From an optimization exercise on the open Yosys and OpenROAD flow, aimed at small area, a short achievable clock period and few clock cycles; shortcuts taken in it are not production practice. In this exercise RTL edits were held to simulation tests only and were not proved equivalent to the original. Not every run is shown, and edits may drop behaviour that the tests do not exercise.

--- design/flow/design.v ---
module Iterative(
MatrixResult,
MatrixA,
MatrixB,
Clk,
Start,
Finished
);
output [224:0]MatrixResult;  
output Finished;
input [149:0]MatrixA;  
input [89:0]MatrixB;  
input Clk;
input Start;
reg [224:0]MatrixResult;
reg [14:0] A [4:0][1:0];
reg [14:0] B [1:0][2:0];
reg [14:0] Result [4:0][2:0];
reg [2:0] row;
reg [1:0] col;
assign Finished = (row == 5);
always @(posedge Clk)
begin
if(Start)
begin
row = 0;
col = 0;
{A[0][0], A[0][1], A[1][0], A[1][1], A[2][0], A[2][1], A[3][0], A[3][1], A[4][0], A[4][1]} = MatrixA;
{B[0][0], B[0][1], B[0][2], B[1][0], B[1][1], B[1][2]} = MatrixB;
{Result[0][0], Result[0][1], Result[0][2], Result[1][0], Result[1][1], Result[1][2], Result[2][0], Result[2][1], Result[2][2], Result[3][0], Result[3][1], Result[3][2], Result[4][0], Result[4][1], Result[4][2]} = 225'b0;
end
else if(!Finished)
begin
Result[row][col] = A[row][0] * B[0][col] + A[row][1] * B[1][col];
if (row == 4 && col == 2)
begin
MatrixResult = {Result[0][0], Result[0][1], Result[0][2], Result[1][0], Result[1][1], Result[1][2], Result[2][0], Result[2][1], Result[2][2], Result[3][0], Result[3][1], Result[3][2], Result[4][0], Result[4][1], Result[4][2]};
row = 5;  
end
else if (col == 2)
begin
row = row + 1;
col = 0;
end
else
begin
col = col + 1;
end
end
end
endmodule
--- design/flow/run.sh ---
#!/bin/bash
# synth_recipe.tcl (not shown) runs the flow's synth.tcl, then flattens the netlist and writes it again
# the make line also repeats each setting of config.mk as NAME=value (left out here)
make -C /OpenROAD-flow-scripts/flow DESIGN_CONFIG=/design/flow/config.mk WORK_HOME=/design/flow/orfs CLKGATE_MAP_FILE= SYNTH_SCRIPT=/design/flow/synth_recipe.tcl finish
--- design/flow/config.mk ---
export PLATFORM = sky130hd
export DESIGN_NAME = Iterative
export DESIGN_NICKNAME = Iterative
export VERILOG_FILES = /design/flow/design.v
export SDC_FILE = /design/flow/constraint.sdc
export NUM_CORES = 4
export LEC_CHECK = 0
export CAP_MARGIN = 20
export CORE_MARGIN = 2
export CORE_UTILIZATION = 40
export SLEW_MARGIN = 20
--- design/flow/constraint.sdc ---
create_clock -name core_clock -period 9.0 [get_ports {Clk}]
set_input_delay 1.8000 -clock core_clock [delete_from_list [all_inputs] [get_ports {Clk}]]
set_output_delay 1.8000 -clock core_clock [all_outputs]
set_load 0.01 [all_outputs]
==> results.json, run 1 <==
{
  "outcome": "no timing/DRC/antenna violations",
  "multi_input_gates": 2060,
  "core-area_mm2": 0.08501,
  "wl_met3_mm": 6.720,
  "seq_cell_count": 695,
  "worst_setup_path_start_kind": "register",
  "finalCritPeriodShare_pct": 96.14,
  "grt.met2_usage_pct": 38.26,
  "largest_class": "sequential cells",
  "buffers_excl_clock": 567,
  "clock_skew_ns": 0.04107,
  "cts_setup_buffers": 0,
  "ys_seq_area_share_pct": 54.24,
  "met3_usage_pct": 3.661,
  "crit_top_cell": "fa_1",
  "wl_per_cell_um": 21.40,
  "clock_buffers": 106,
  "wl_mm": 103.1,
  "regArea_mm2": 0.01857,
  "rows": 107,
  "drc": 0,
  "crit_fanout": 35,
  "via_per_inst": 5.205,
  "clockBufferDepth": 3,
  "setup_viol": 0,
  "worst-path-buf-inv": 5,
  "ctsHoldBuffers": 0,
  "final_layout_size_suffix_gt1_share_pct": 9.034,
  "area_growth_pct": 25.75,
  "async_reset_ff_share_pct": 0,
  "synthXorXnorAreaFrac_pct": 1.897,
  "cts_tree": "done",
  "synth.distinct_cells": 72,
  "yosysTopAreaCellShare_pct": 40.79,
  "multi_input_area_mm2": 0.01418,
  "vias": 25090,
  "holdWs_ns": 0.4497,
  "post_cts_resized": 0,
  "fillers": 7635,
  "synth_area_per_cell_um2": 10.82,
  "worstSetupPathDepth": 26,
  "worst_pin_slew_ns": 1.091,
  "cts_root_buf": "clkbuf_16",
  "rsz0062_at_grt": "no",
  "busiest_layer": "met2",
  "antenna_left": 0,
  "grtUsageMet1_pct": 31.70,
  "htree_num_levels": 3,
  "cp-end-kind": "register",
  "firstDrtPassIters": 6,
  "tns_ns": 0,
  "slew_violations": 0,
  "highest_layer": "met4",
  "ios": 468,
  "r2r_start": "col[1]",
  "hold_start": "Result[13][5]",
  "synth_area_leaders": "edfxtp_1, dfxtp_1, fa_1",
  "reg2reg_setup_slack_ns": 0.35,
  "grt_usage_pct": 23.24,
  "nNetsFinal": 4116,
  "taps": 1144,
  "synth.area.mux_share_pct": 1.605,
  "fin_crit_ns": 8.652,
  "grt_pass1_vias": 24690,
  "clock_area_share_pct": 5.700,
  "maxCapViolations": 0,
  "buf_share_pct": 12.97,
  "start_util_pct": 40.27,
  "port_buffers": 467,
  "fmax_mhz": 115.6,
  "sh_seq_area_pct": 43.14,
  "clock_sinks": 695,
  "syn_inst": 3164,
  "met2_length_mm": 49.45,
  "numCtsBuffers": 75,
  "cp-endpoint": "Result[13][14]",
  "whs_path_depth": 2,
  "place.gp.congestion": 0.9149,
  "crit_start": "col[1]",
  "final_area_mm2": 0.04305,
  "clk_pin_slew_ns": 0.06,
  "critical_path_class": "reg -> reg",
  "crit_path_top_delay_cell": "o22ai_2",
  "critPathArrivalTime_ns": 9.19,
  "cp_slowest_stage_delay_ns": 0.59,
  "post-dp-hpwl_mm": 73.85,
  "drtIter0Drc": 2128,
  "die_x_um": 296.5,
  "diodes": 2,
  "final_hold_viol_count": 0,
  "hold_path.class": "reg -> reg",
  "yosys.area.top_type": "edfxtp_1",
  "grt_max_degree": 164,
  "die_area_mm2": 0.08794,
  "grt.overflow.total": 0,
  "r2r_cells": 26,
  "multi_input_area_share_pct": 32.95,
  "synth_compound_area_share_pct": 11.08,
  "nNonClkInverters": 217,
  "synth_edf_count": 465,
  "synth-simple-area-share_pct": 13.55,
  "path_delay_family": "adder cells"
}
Testbench counts for the RTL of run 1, summed over its fixed seeds: cycles 25,600.
[run 1: synthesized netlist by cell type, types with 12 or more instances]
master    number
o21ai_1       21
and3_1        15
dfxtp_1      230
fa_1         160
inv_1        215
xnor2_1       48
ha_1          98
a22oi_1       58
a22o_1        12
a311oi_1      16
edfxtp_1     465
nor3_1        72
nor2_1       309
o21ai_0      138
a222oi_1      19
mux2_2        44
nand2_1      617
clkbuf_1     151
or2_2         23
a221oi_1      15
and2_1        16
o31ai_1       16
a21oi_1      137
nand3_1       29
a211oi_1      13
buf_2         29
xor2_1        13
nand2b_1      27
[run 1: layout by cell type, fill, tap and decap left out, types with 19 or more instances in the layout]
master and instances:
nand2_1 613, clkdlybuf4s50_1 466, edfxtp_1 465, nor2_1 308, dfxtp_1 229, inv_1 213, fa_1 160, a21oi_1 137
o21ai_0 137, ha_1 97, buf_4 88, clkbuf_16 77, nor3_1 71, a22oi_1 58, xnor2_1 45, mux2_2 44
nand3_1 29, nand2b_1 27, or2_2 23, o21ai_1 22, a222oi_1 19, clkbuf_1 19
Fig. 1: run 1, signal wires on met3
Scale: 1.5 px per um.
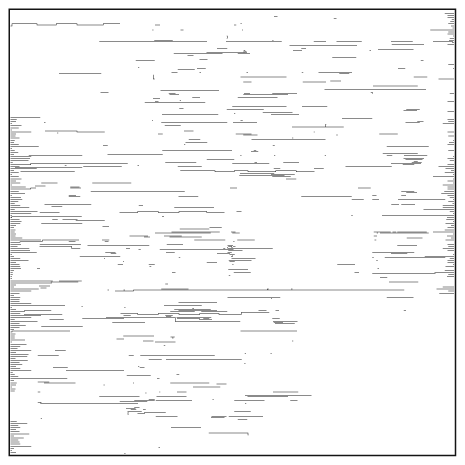
nets with wire on the layer	440
wire length on this layer	6720 um

Fig. 2: run 1, placed cells, one color a class
Scale: 1.5 px per um.
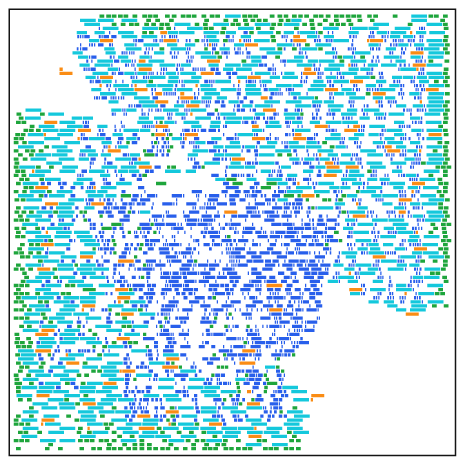
class	color	cells
clock drivers and dummy loads	orange	136
remaining logic cells	blue	2277
remaining buffers and delay cells	green	567
registers	cyan	695

Fig. 3: run 1, worst path highlighted
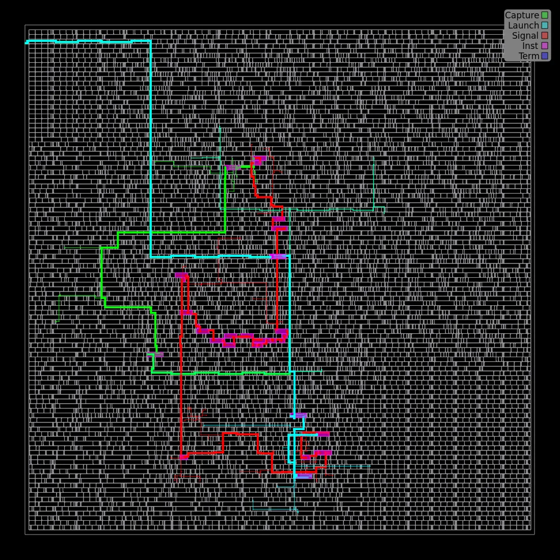
final std cells w/o fill: 4821
final worst slack: 0.3478 ns
post-layout util: 50.64%

Fig. 4: run 1, cell sizes after repair
Scale: 2 px per um.
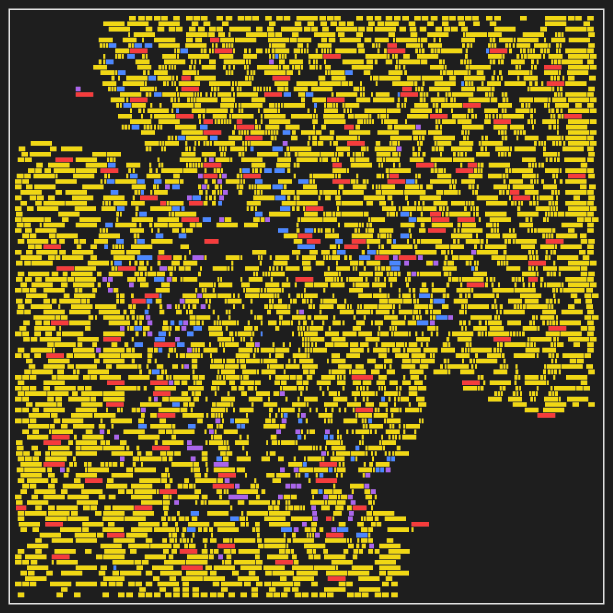
size	color	cells	share	most used
x2	blue	126	3.4%	mux2_2
x1 and smaller	yellow	3343	91%	nand2_1
x3 and x4	purple	95	2.6%	buf_4
x6 and larger	red	111	3.0%	clkbuf_16

==> inputs of run 2 (changes only) <==
==> design/flow/design.v (replaced) <==
module Iterative(
MatrixResult,
MatrixA,
MatrixB,
Clk,
Start,
Finished
);
output [224:0]MatrixResult;  
output Finished;
input [149:0]MatrixA;  
input [89:0]MatrixB;  
input Clk;
input Start;
reg [224:0] MatrixResult;
reg Finished;
wire [224:0] prod;
genvar i, j;
generate
for (i = 0; i < 5; i = i + 1) begin : g_row
  for (j = 0; j < 3; j = j + 1) begin : g_col
    wire [14:0] a0 = MatrixA[149-30*i -: 15];
    wire [14:0] a1 = MatrixA[134-30*i -: 15];
    wire [14:0] b0 = MatrixB[89-15*j -: 15];
    wire [14:0] b1 = MatrixB[44-15*j -: 15];
    assign prod[224-45*i-15*j -: 15] = a0 * b0 + a1 * b1;
  end
end
endgenerate
always @(posedge Clk)
begin
  if (Start)
  begin
    MatrixResult <= prod;
    Finished <= 1'b1;
  end
end
endmodule
Fig. 5: run 2, signal wires by layer
Scale: 1 px per um. Two of the layers only.
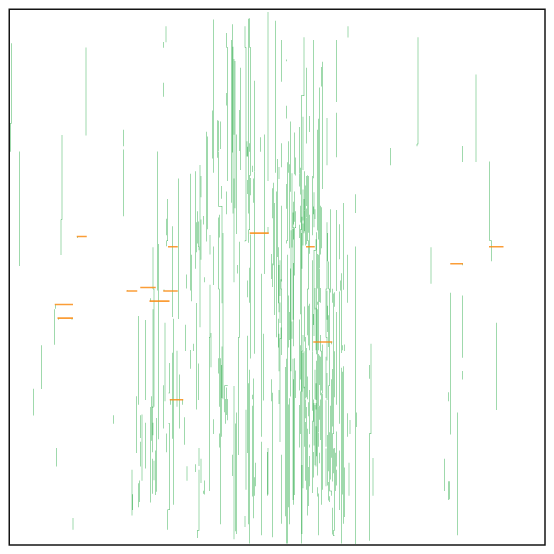
layer	color	wire length
M4	green	23.9 mm
M5	orange	179 um

Fig. 6: run 2, signal wires on met3
Scale: 1 px per um.
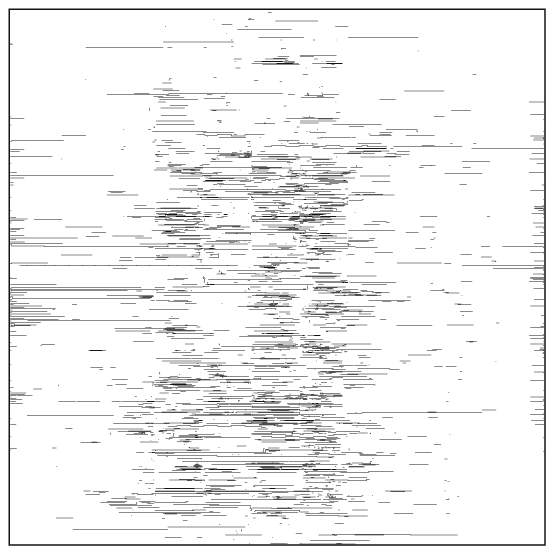
nets with wire on the layer	867
main direction	horizontal
longest straight run	167 um

==> run 2 against run 1 <==
Critical path type is now in -> reg; worst hold slack improved by 1.1 ns; synthesized cell count increased to 4.0 times the previous value; sequential share of layout area decreased by 38 points; still clean on timing, DRC and antenna.
==> results.json, run 2 <==
{
  "outcome": "no timing/DRC/antenna violations",
  "regArea_mm2": 0.006756,
  "async_reset_ff_share_pct": 0,
  "post-dp-hpwl_mm": 287.9,
  "diodes": 53,
  "yosys.area.top_type": "fa_1",
  "clock_buffers": 42,
  "tns_ns": 0,
  "cts_root_buf": "clkbuf_16",
  "crit_fanout": 25,
  "clockBufferDepth": 3,
  "clock_sinks": 225,
  "seq_cell_count": 225,
  "synth.distinct_cells": 41,
  "vias": 83320,
  "critPathArrivalTime_ns": 8.69,
  "fin_crit_ns": 8.270,
  "antenna_left": 0,
  "numCtsBuffers": 38,
  "drc": 0,
  "worst_pin_slew_ns": 1.325,
  "sh_seq_area_pct": 5.434,
  "grtUsageMet1_pct": 35.30,
  "whs_path_depth": 1,
  "firstDrtPassIters": 5,
  "highest_layer": "met5",
  "die_area_mm2": 0.2854,
  "nNetsFinal": 16580,
  "slew_violations": 0,
  "cp-endpoint": "MatrixResult[104]",
  "clk_pin_slew_ns": 0.06,
  "syn_inst": 12540,
  "cts_tree": "done",
  "cp-end-kind": "register",
  "rows": 194,
  "busiest_layer": "met2",
  "fillers": 27650,
  "drtIter0Drc": 6197,
  "final_common_cell": "inv_1",
  "final_hold_viol_count": 0,
  "synth_common_cells": "inv_1, fa_1, nand2_1",
  "maxCapViolations": 0
}
Testbench counts for the RTL of run 2, summed over its fixed seeds: cycles 1,600.
==> run 2: kinds of logic after synthesis <==
kind of cell | share of synthesized area, %
AO/OA/AOI/OAI | 1.921
XOR/XNOR | 7.338
adder cells (fa/ha/maj) | 55.37
buffers and inverters | 12.14
flip-flops | 6.007
other | 0.003334
AND/OR/NAND/NOR | 17.23
==> run 2: critical path, cell delays in order <==
cell and delay, ns:
buf_2 0.90, nand2_1 0.18, fa_1 0.56, inv_1 0.05, fa_1 0.47, inv_1 0.06
fa_1 0.50, fa_1 0.58, fa_1 0.43, fa_1 0.49, inv_1 0.05, fa_1 0.47
inv_1 0.05, fa_1 0.42, xnor2_1 0.21, xnor2_1 0.15, xnor2_1 0.18, xnor2_1 0.13
xnor2_1 0.23, xnor3_1 0.50, xnor2_1 0.20
==> run 3: too many edits to list; what changed since run 2 <==
design/flow/design.v: 38 -> 6828 lines; modules unchanged: 0
  Iterative: edited, 38 -> 6797 lines
  pp_sel: new, 3 lines
  pg_cell: new, 4 lines
  gp_cell: new, 4 lines
  gg_cell: new, 3 lines
  xor_cell: new, 3 lines
  fa_cell: new, 4 lines
  han_cell: new, 4 lines
  xnor_cell: new, 3 lines
  or_cell: new, 3 lines
==> module xor_cell as of run 3 <==
module xor_cell(input a, input b, output y);
assign y = a ^ b;
endmodule
==> module xnor_cell as of run 3 <==
module xnor_cell(input a, input b, output y);
assign y = ~(a ^ b);
endmodule
==> module gg_cell as of run 3 <==
module gg_cell(input gh, input ph, input gl, output g);
assign g = gh | (ph & gl);
endmodule
==> module fa_cell as of run 3 <==
module fa_cell(input a, input b, input c, output s, output co);
assign s = a ^ b ^ c;
assign co = (a & b) | (a & c) | (b & c);
endmodule
==> module gp_cell as of run 3 <==
module gp_cell(input gh, input ph, input gl, input pl, output g, output p);
assign g = gh | (ph & gl);
assign p = ph & pl;
endmodule
==> module han_cell as of run 3 <==
module han_cell(input a, input b, output sn, output con);
xnor_cell u_x (.a(a), .b(b), .y(sn));
or_cell u_o (.a(a), .b(b), .y(con));
endmodule
==> module or_cell as of run 3 <==
module or_cell(input a, input b, output y);
assign y = a | b;
endmodule
==> module pg_cell as of run 3 <==
module pg_cell(input a, input b, output g, output p);
assign g = a & b;
assign p = a ^ b;
endmodule
==> module pp_sel as of run 3 <==
module pp_sel(input sa0, input sa1, input ss, input a0, input a1, input s, output pn);
assign pn = ~((sa0 & a0) | (sa1 & a1) | (ss & s));
endmodule
==> design/flow/flow/run.sh (new file) <==
#!/bin/bash
set -euo pipefail
cd "$(dirname "$0")/.."
export BUFFER_PORTS_ARGS="-buffer_cell sky130_fd_sc_hd__buf_2"
bash standard.sh BUFFER_PORTS_ARGS="-buffer_cell sky130_fd_sc_hd__buf_2" finish > standard_make.log 2>&1
==> design/flow/standard.sh (new file) <==
#!/bin/bash
# synth_recipe.tcl (not shown) runs the flow's synth.tcl, then flattens the netlist and writes it again
# the make line also repeats each setting of config.mk as NAME=value (left out here)
make -C /OpenROAD-flow-scripts/flow DESIGN_CONFIG=/design/flow/config.mk WORK_HOME=/design/flow/orfs CLKGATE_MAP_FILE= SYNTH_SCRIPT=/design/flow/synth_recipe.tcl "${@:-finish}"
--- a/design/flow/config.mk
+++ b/design/flow/config.mk
@@ -7,5 +7,11 @@
 export LEC_CHECK = 0
 export CAP_MARGIN = 20
+export CELL_PAD_IN_SITES_DETAIL_PLACEMENT = 1
+export CELL_PAD_IN_SITES_GLOBAL_PLACEMENT = 1
 export CORE_MARGIN = 2
 export CORE_UTILIZATION = 40
+export PLACE_DENSITY = 0.42
+export SETUP_SLACK_MARGIN = 3.0
 export SLEW_MARGIN = 20
+export SYNTH_HIERARCHICAL = 1
+export SYNTH_MINIMUM_KEEP_SIZE = 0
removed: design/flow/run.sh
Fig. 7: run 3, cell sizes after repair
Scale: 1.5 px per um.
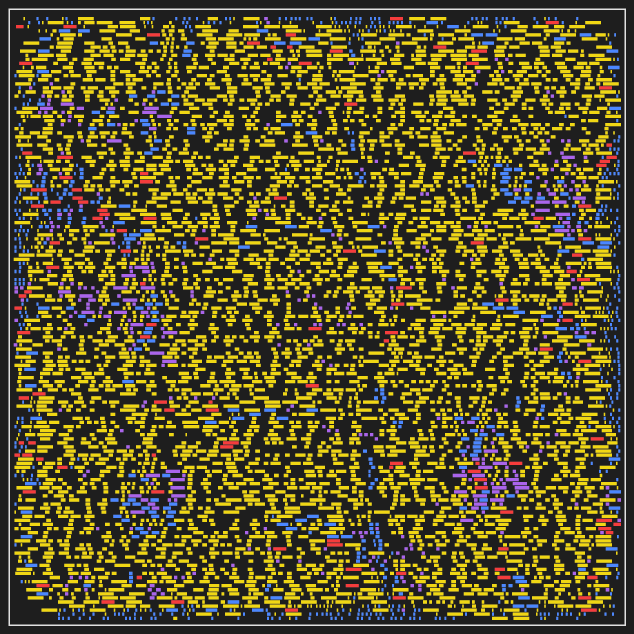
size	color	cells	share	most used
x6 and larger	red	118	2.1%	clkbuf_16
x3 and x4	purple	386	6.8%	buf_4
x2	blue	754	13%	buf_2
x1 and smaller	yellow	4414	78%	a222oi_1

Fig. 8: run 3, worst path highlighted
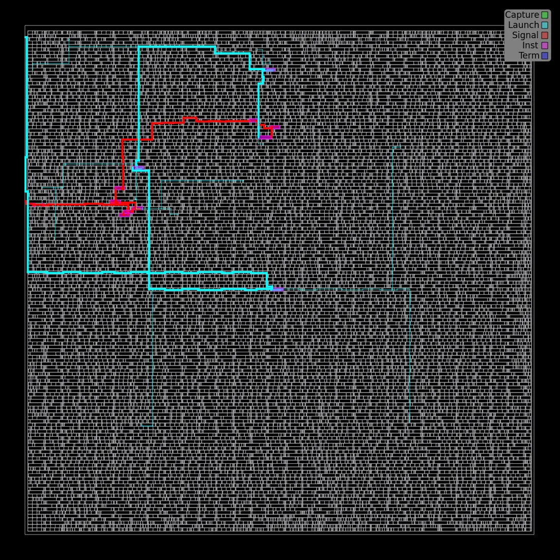
post-layout util: 47.61%
post-layout min period: 6.065 ns

==> run 3 against run 2 <==
Now fails the layout checks on capacitance limit, slew limit; sequential cell count is 150 higher; global-route usage is 17 points higher; setup slack improved by 2.2 ns.
==> results.json, run 3 <==
{
  "outcome": "failed layout checks",
  "violations": "capacitance limit, slew limit",
  "final_hold_viol_count": 0,
  "crit_fanout": 1,
  "hold_start": "Start",
  "die_x_um": 409.6,
  "finalCritPeriodShare_pct": 67.39,
  "synth_area_per_cell_um2": 13.82,
  "mostFrequentLayoutCells": "a222oi_1, fa_1, buf_2",
  "core-area_mm2": 0.1631,
  "crit_start": "r01_q8_0",
  "cp-end-kind": "output pin",
  "grt_max_degree": 127,
  "port_buffers": 466,
  "die_area_mm2": 0.1678,
  "slew_violations": 35,
  "crit_path_top_delay_cell": "fa_2",
  "path_delay_family": "adder cells",
  "vias": 66750,
  "grt.overflow.total": 0,
  "area_growth_pct": 18.03,
  "final_common_cell": "a222oi_1",
  "firstDrtPassIters": 28,
  "cp_slowest_stage_delay_ns": 0.62,
  "fin_cells": 7869,
  "holdWs_ns": 1.600,
  "crit_top_cell": "fa_2",
  "numCtsBuffers": 54,
  "worst_pin_slew_ns": 1.595,
  "fillers": 16530,
  "grt_pass1_vias": 70040,
  "path_cells": "fa_2 -> fa_2 -> fa_2 -> fa_2 -> fa_2 -> fa_2 -> fa_2 -> inv_1 -> buf_2",
  "htree_num_levels": 2,
  "grt_usage_pct": 43.58,
  "post-dp-hpwl_mm": 247.3,
  "maxCapViolations": 2,
  "nNetsFinal": 7324
}
Testbench counts for the RTL of run 3, summed over its fixed seeds: cycles 1,600.
## run 3: what timing repair did
action | CTS | global route
gates resized for setup | 128 | 169
hold endpoints to repair | 0 | 0
endpoints found under the setup margin | 99 | 113
hold buffers | 0 | 0
setup buffers | 0 | 28
pin swaps | 16 | 44
cloned | 0 | 11
## run 3: area by class of cell
cell class | count | area share, %
Multi-Input combinational cell | 4184 | 71.62
Sequential cell | 375 | 14.50
Timing Repair Buffer | 787 | 6.858
Tap cell | 2175 | 3.503
Clock buffer | 62 | 1.778
Inverter | 225 | 1.087
Clock inverter | 39 | 0.5879
Antenna cell | 22 | 0.07087
## run 3: routing by layer
layer	track usage [%]	share of wire (%)	vias up
li1	-	-	23400
met1	54.14	34	34500
met2	61.51	41	7207
met3	18.47	17	1609
met4	28.94	8.3	34
met5	0.4598	0.067	-
## run 3: through the flow
stage                     util (%)  worst slack, ns
after detailed placement     45.31            1.792
after CTS                    46.77            2.810
after global routing         47.59            2.860
after global placement       45.30            1.889
final                        47.61            2.935
after floorplan                  -            3.020
==> inputs of run 4 (changes only) <==
==> design/flow/run.sh (new file) <==
#!/bin/bash
# synth_recipe.tcl (not shown) runs the flow's synth.tcl, then flattens the netlist and writes it again
# the make line also repeats each setting of config.mk as NAME=value (left out here)
make -C /OpenROAD-flow-scripts/flow DESIGN_CONFIG=/design/flow/config.mk WORK_HOME=/design/flow/orfs CLKGATE_MAP_FILE= SYNTH_SCRIPT=/design/flow/synth_recipe.tcl finish
--- a/design/flow/config.mk
+++ b/design/flow/config.mk
@@ -13,5 +13,2 @@
 export PLACE_DENSITY = 0.42
-export SETUP_SLACK_MARGIN = 3.0
 export SLEW_MARGIN = 20
-export SYNTH_HIERARCHICAL = 1
-export SYNTH_MINIMUM_KEEP_SIZE = 0
removed: design/flow/flow/run.sh
removed: design/flow/standard.sh
Fig. 9: run 4, placed cells, one color a class
Scale: 1 px per um.
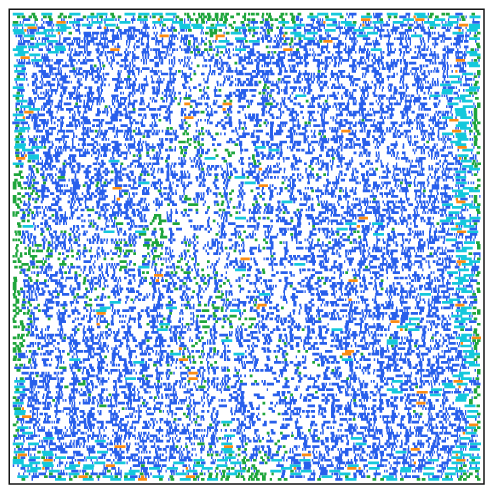
class	color	cells
clock drivers and dummy loads	orange	97
registers	cyan	375
remaining logic cells	blue	8688
remaining buffers and delay cells	green	1019

Fig. 10: run 4, signal wires on met3
Scale: 1 px per um.
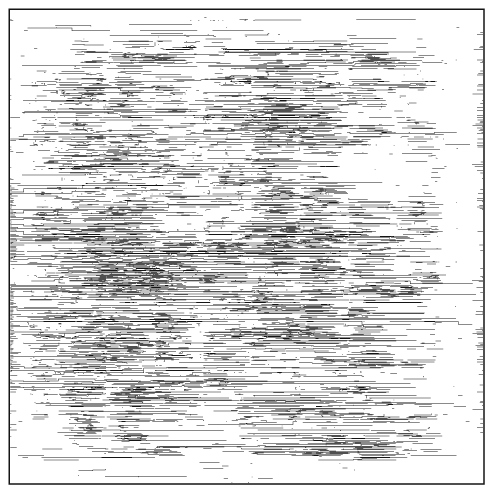
nets with wire on the layer	1366
longest straight run	239 um
share of all routed wire	13%
wire length on this layer	71.2 mm
main direction	horizontal

==> run 4 against run 3 <==
Now clean on timing, DRC and antenna; wire length grew 38%; final area grew 27%; clock-buffer cell count shrank 1; first-iteration DRC count shrank 43%; critical endpoint is now r21_q14_1; sequential share of layout area shrank 3.1 points; sequential cell count is the same; non-clock buffer count grew 232; global-route usage grew 2.5 points; critical path type is now in -> reg; core utilization shrank 2.7 points.
==> results.json, run 4 <==
{
  "drtIter0Drc": 11880,
  "htree_num_levels": 2,
  "final_layout_size_suffix_gt1_share_pct": 14.33,
  "cts_root_buf": "clkbuf_16",
  "path_delay_family": "adder cells",
  "critPathArrivalTime_ns": 8.86,
  "vias": 88020,
  "synth_area_leaders": "fa_1, edfxtp_1, mux2_2",
  "clk_pin_slew_ns": 0.09,
  "crit_fanout": 9,
  "wl_per_cell_um": 40.35,
  "hold_path.class": "in -> reg",
  "maxCapViolations": 0,
  "synth.distinct_cells": 87,
  "yosys.area.top_type": "fa_1",
  "crit_top_cell": "xnor2_1",
  "whs_path_depth": 1,
  "cts_tree": "done",
  "syn_inst": 10240,
  "area_growth_pct": 11.70,
  "worst_pin_slew_ns": 1.318,
  "worstSetupPathDepth": 22,
  "ios": 468,
  "path_cells": "clkdlybuf4s50_1 -> ha_1 -> o21ai_1 -> a21oi_1 -> or2_1 -> a21oi_1 -> o21ai_0 -> fa_1 -> mux2_2 -> a22oi_1 -> fa_1 -> inv_1 -> fa_1 -> fa_1 -> xnor2_1 -> xnor2_1 -> xnor2_1 -> xnor2_1 -> xnor2_1 -> xnor2_1 -> xnor3_1 -> xnor3_1",
  "outcome": "no timing/DRC/antenna violations",
  "rows": 172,
  "final_common_cell": "inv_1",
  "slew_violations": 0,
  "clock_sinks": 375,
  "die_area_mm2": 0.2241,
  "ys_seq_area_share_pct": 12.78,
  "ctsHoldBuffers": 0,
  "firstDrtPassIters": 6,
  "final_hold_viol_count": 0,
  "fmax_mhz": 119.6,
  "worst_slack_ns": 0.6388,
  "cts_setup_buffers": 0,
  "grt_usage_pct": 46.12,
  "worst-path-buf-inv": 2,
  "grt.overflow.total": 0,
  "core-area_mm2": 0.2193,
  "die_x_um": 473.4,
  "worst_setup_path_start_kind": "input port",
  "synth_area_per_cell_um2": 8.604,
  "post-route-util_pct": 44.88,
  "mostFrequentLayoutCells": "inv_1, fa_1, nand2_1",
  "post_cts_resized": 0,
  "numCtsBuffers": 52,
  "grt_max_degree": 125,
  "setup_viol": 0,
  "drc": 0,
  "crit_path_top_delay_cell": "fa_1",
  "cp-end-kind": "register",
  "clockBufferDepth": 3,
  "critical_path_class": "in -> reg",
  "synth_edf_count": 375
}
==> run 4: routing by layer <==
layer,track usage (%),vias up,share of wire [%]
li1,-,34090,-
met2,65.47,6853,41
met5,0,-,0.096
met1,58.32,45140,38
met3,17.27,1857,13
met4,30.15,76,7.9
==> run 4: stage by stage <==
stage                     instance area [um^2]
final                                    98430
after global routing                     98380
after CTS                                98340
after detailed placement                 96700
after global placement                   96610
after floorplan                          88120
==> run 4: worst paths after layout <==
kind / to / from
worst max-delay path: r21_q14_1 / MatrixA[63]
worst min-delay path: r42_q10_0 / Start
==> run 4: logic make-up (layout without fill, tap and decap cells) <==
logic type,Yosys count,in the layout,synth area share (%)
buf+inv,2637,2574,11.26
compound gates,2571,2571,19.13
xor+xnor,404,404,4.238
other cells,1,34,0.004256
flops,375,375,12.78
simple gates,1632,1632,7.679
fa+ha+maj,1449,1449,30.70
mux,1173,1173,14.21
==> run 4: area by class of cell <==
cell class              count  area (um^2)
flip-flops and latches    375        11260
clock inverters            36        264.0
inverters                1458         5475
fillers                 25210       120900
repair buffers           1019         9041
multi-input cells        7230        67330
well taps                2871         3592
clock buffers              61         1378
diodes                     33        82.58
==> inputs of run 5 (changes only) <==
--- a/design/flow/config.mk
+++ b/design/flow/config.mk
@@ -7,3 +7,3 @@
 export LEC_CHECK = 0
-export CAP_MARGIN = 20
+export CAP_MARGIN = 30
 export CELL_PAD_IN_SITES_DETAIL_PLACEMENT = 1
@@ -13,2 +13,3 @@
 export PLACE_DENSITY = 0.42
-export SLEW_MARGIN = 20
+export SETUP_SLACK_MARGIN = 1.5
+export SLEW_MARGIN = 30
Fig. 11: run 5, placed cells, one color a class
Scale: 1 px per um.
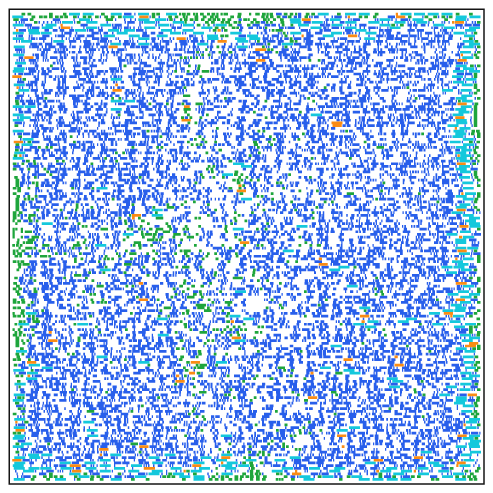
class	color	cells
remaining logic cells	blue	8688
clock drivers and dummy loads	orange	100
remaining buffers and delay cells	green	1037
registers	cyan	375

Fig. 12: run 5, signal wires by layer
Scale: 1 px per um. Two of the layers only.
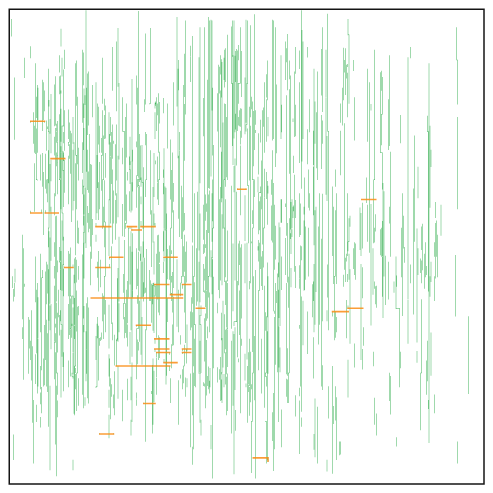
layer	color	wire length
M4	green	45.9 mm
M5	orange	512 um

==> run 5 against run 4 <==
Sequential share of layout area is 0.084 points lower; still clean; area after synthesis stayed put; highest routed layer unchanged; die area stayed put; setup slack better by 0.95 ns; fmax is 13% higher; critical path type unchanged; worst hold slack worse by 0.14 ns.
==> results.json, run 5 <==
{
  "placed_area_mm2": 0.09672,
  "syn_inst": 10240,
  "multi_input_area_mm2": 0.06765,
  "outcome": "no timing/DRC/antenna violations",
  "via_per_inst": 6.718,
  "start_util_pct": 40.18,
  "tns_ns": 0,
  "clock_area_share_pct": 1.805,
  "sh_seq_area_pct": 11.36,
  "cp_slowest_stage_delay_ns": 0.70,
  "post-route-util_pct": 45.21,
  "wl_mm": 526.6,
  "maxCapViolations": 0,
  "clock_buffers": 60,
  "worstSetupPathDepth": 23,
  "die_x_um": 473.4,
  "synth_ff_type": "edfxtp_1",
  "cp.required_ns": 9.49,
  "numCtsBuffers": 54,
  "htree_num_levels": 2,
  "vias": 88100,
  "largest_class": "multi-input combinational cells",
  "final_common_cell": "inv_1",
  "clk_pin_slew_ns": 0.08,
  "diodes": 42,
  "yosys.area.top_type": "fa_1",
  "crit_fanout": 6,
  "antenna_left": 0,
  "synth_area_leaders": "fa_1, edfxtp_1, mux2_2",
  "die_area_mm2": 0.2241,
  "synth_area_per_cell_um2": 8.604,
  "nNonClkInverters": 1458,
  "cts_tree": "done",
  "taps": 2871,
  "clockBufferDepth": 3,
  "grt_pass1_vias": 90550,
  "drtIter0Drc": 11510,
  "multi_input_gates": 7230,
  "antenna_found_initial": 78,
  "crit_start": "MatrixA[62]",
  "port_buffers": 466,
  "rows": 172,
  "seq_cell_count": 375,
  "buf_share_pct": 9.357,
  "path_delay_family": "adder cells",
  "final_layout_size_suffix_gt1_share_pct": 15.09,
  "place.gp.congestion": 1.011,
  "wl_per_cell_um": 40.16,
  "fillers": 25210,
  "hold_path.class": "in -> reg",
  "multi_input_area_share_pct": 68.23,
  "grt.overflow.total": 0,
  "crit_top_cell": "xnor2_1",
  "synth_common_cells": "inv_1, fa_1, clkbuf_1",
  "core-area_mm2": 0.2193,
  "holdWs_ns": 1.443,
  "cp-end-kind": "register",
  "fin_cells": 13110,
  "crit_path_top_delay_cell": "fa_2",
  "synthMostInstantiatedCell": "inv_1",
  "ys_seq_area_share_pct": 12.78,
  "path_cells": "dlygate4sd2_1 -> ha_1 -> nor2b_1 -> o21ai_2 -> a21oi_2 -> or2_1 -> a21oi_2 -> o21ai_1 -> fa_2 -> mux2_2 -> a22oi_1 -> fa_1 -> inv_1 -> fa_1 -> fa_1 -> xnor2_2 -> xnor2_1 -> xnor2_1 -> xnor2_1 -> xnor2_1 -> xnor2_1 -> xnor3_1 -> xnor3_1",
  "worst_setup_path_start_kind": "input port",
  "clock_sinks": 375,
  "ctsHoldBuffers": 0,
  "fmax_mhz": 135.0,
  "regArea_mm2": 0.01126,
  "worst_pin_slew_ns": 1.146,
  "grt_usage_pct": 46.05,
  "cp-endpoint": "r20_q14_1",
  "worst_slack_ns": 1.591,
  "buffers_excl_clock": 1037,
  "post-dp-hpwl_mm": 361.0,
  "setup_viol": 0,
  "synth.distinct_cells": 87,
  "firstDrtPassIters": 7,
  "slew_violations": 0,
  "grt_max_degree": 106,
  "async_reset_ff_share_pct": 0,
  "synth_edf_count": 375,
  "pre_cts_ws_ns": 0.2963,
  "area_growth_pct": 12.52,
  "ios": 468,
  "critical_path_class": "in -> reg",
  "critPathArrivalTime_ns": 7.90,
  "final_area_mm2": 0.09915,
  "finalCritPeriodShare_pct": 82.32,
  "rsz0062_at_grt": "yes",
  "nNetsFinal": 11850,
  "post_cts_resized": 28,
  "fin_crit_ns": 7.409,
  "cts_setup_buffers": 2,
  "cts_root_buf": "clkbuf_16",
  "yosysTopAreaCellShare_pct": 27.01,
  "worst-path-buf-inv": 2
}
==> run 5: worst min-delay path by stage <==
| stage | from | to | slack [ns] | cells past startpoint |
|---|---|---|---|---|
| floorplan | Start | r00_q0_0 | 1.91 | 0 |
| global placement | MatrixA[135] | r02_q0_0 | 2.24 | 2 |
| detailed placement | MatrixA[135] | r02_q0_0 | 2.23 | 2 |
| CTS | MatrixA[135] | r02_q0_0 | 1.41 | 2 |
| global route | MatrixA[135] | r02_q0_0 | 1.46 | 2 |
| finish | MatrixA[135] | r02_q0_0 | 1.44 | 2 |
==> run 5: metal layers <==
layer	global-route usage (%)	part of all wire [%]
met1	58.00	38
met4	33.30	8.7
met2	64.15	40
met5	0	0.097
met3	17.30	13
==> run 5: cells by family (layout without fill, tap and decap cells) <==
group / Yosys count / count (layout) / synth area share, %
buf+inv: 2637 / 2595 / 11.26
compound gates: 2571 / 2571 / 19.13
simple gates: 1632 / 1632 / 7.679
fa+ha+maj: 1449 / 1449 / 30.70
mux: 1173 / 1173 / 14.21
xor+xnor: 404 / 404 / 4.238
flops: 375 / 375 / 12.78
other cells: 1 / 43 / 0.004256

==> gallery <==
Signal wires by layer.
panel A
Scale: 1 px per um. Two of the layers only.
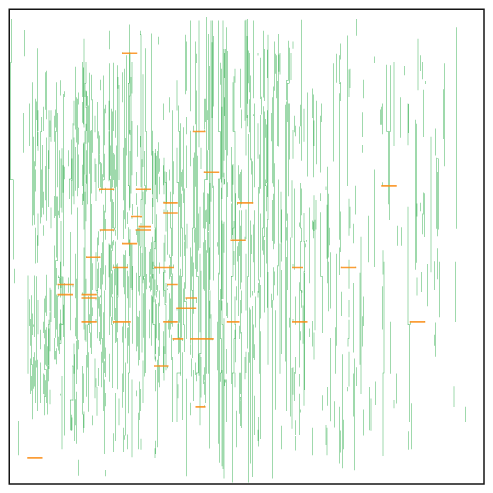
panel B
Scale: 1 px per um. Two of the layers only.
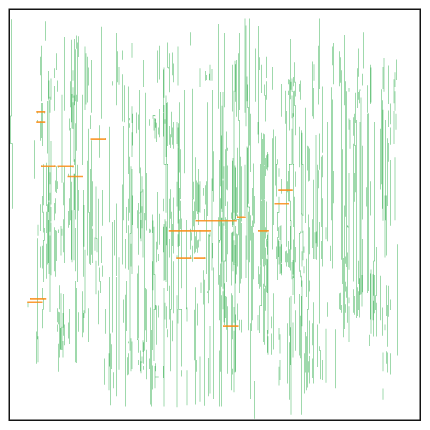
panel C
Scale: 1.5 px per um. Two of the layers only.
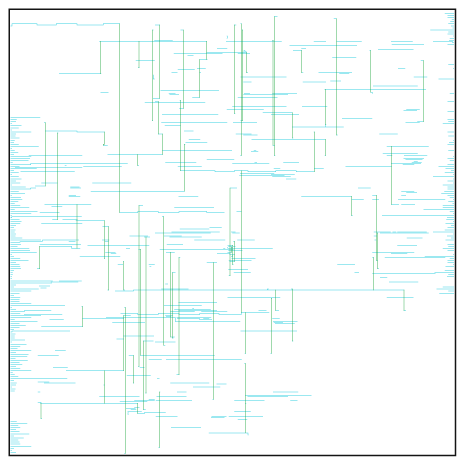
Panel B is run 3.
Panel C is run 1.
Panel A is run 4.

Key to panel B:
layer	color	wire length
M4	green	31.6 mm
M5	orange	259 um

==> static timing again, ports no longer ideal <==
No port has a modelled driver above. Below, the same layouts with a new extraction and two added sets of constraints.
Step 1, drivers: a clkbuf_16 drives Clk and a buf_2 each remaining input, both assumed.
Step 2, shift: input delay + t, output delay - t, t = (earliest + latest rising clock arrival at the registers) / 2. This alone moves slack from input paths to output paths.
a / b / c = ideal ports / drivers / drivers and shift; a / b = the first two.
run	t, ns	setup WS [ns]	hold WS [ns]	clock arrival spread, ns	cell pins on the clock port's net
run 1	0.688	0.348 / 0.348 / 0.348	0.450 / 0.450 / 0.450	0.041 / 0.041	1
run 2	0.782	0.730 / 0.732 / -0.050	1.600 / 1.545 / 2.327	0.048 / 0.048	1
run 3	0.827	2.935 / 2.843 / 2.192	1.600 / 1.546 / 2.262	0.039 / 0.039	1
run 4	0.839	0.639 / 0.721 / -0.119	1.587 / 1.519 / 2.359	0.036 / 0.035	1
run 5	0.829	1.591 / 1.606 / 0.777	1.443 / 1.364 / 2.192	0.082 / 0.083	1
With both steps, setup timing fails in run 2 and run 4, where it was met with ideal ports. For run 5, which loses most, drivers alone change the setup slack by +0.015 ns; drivers and shift together by -0.814 ns.
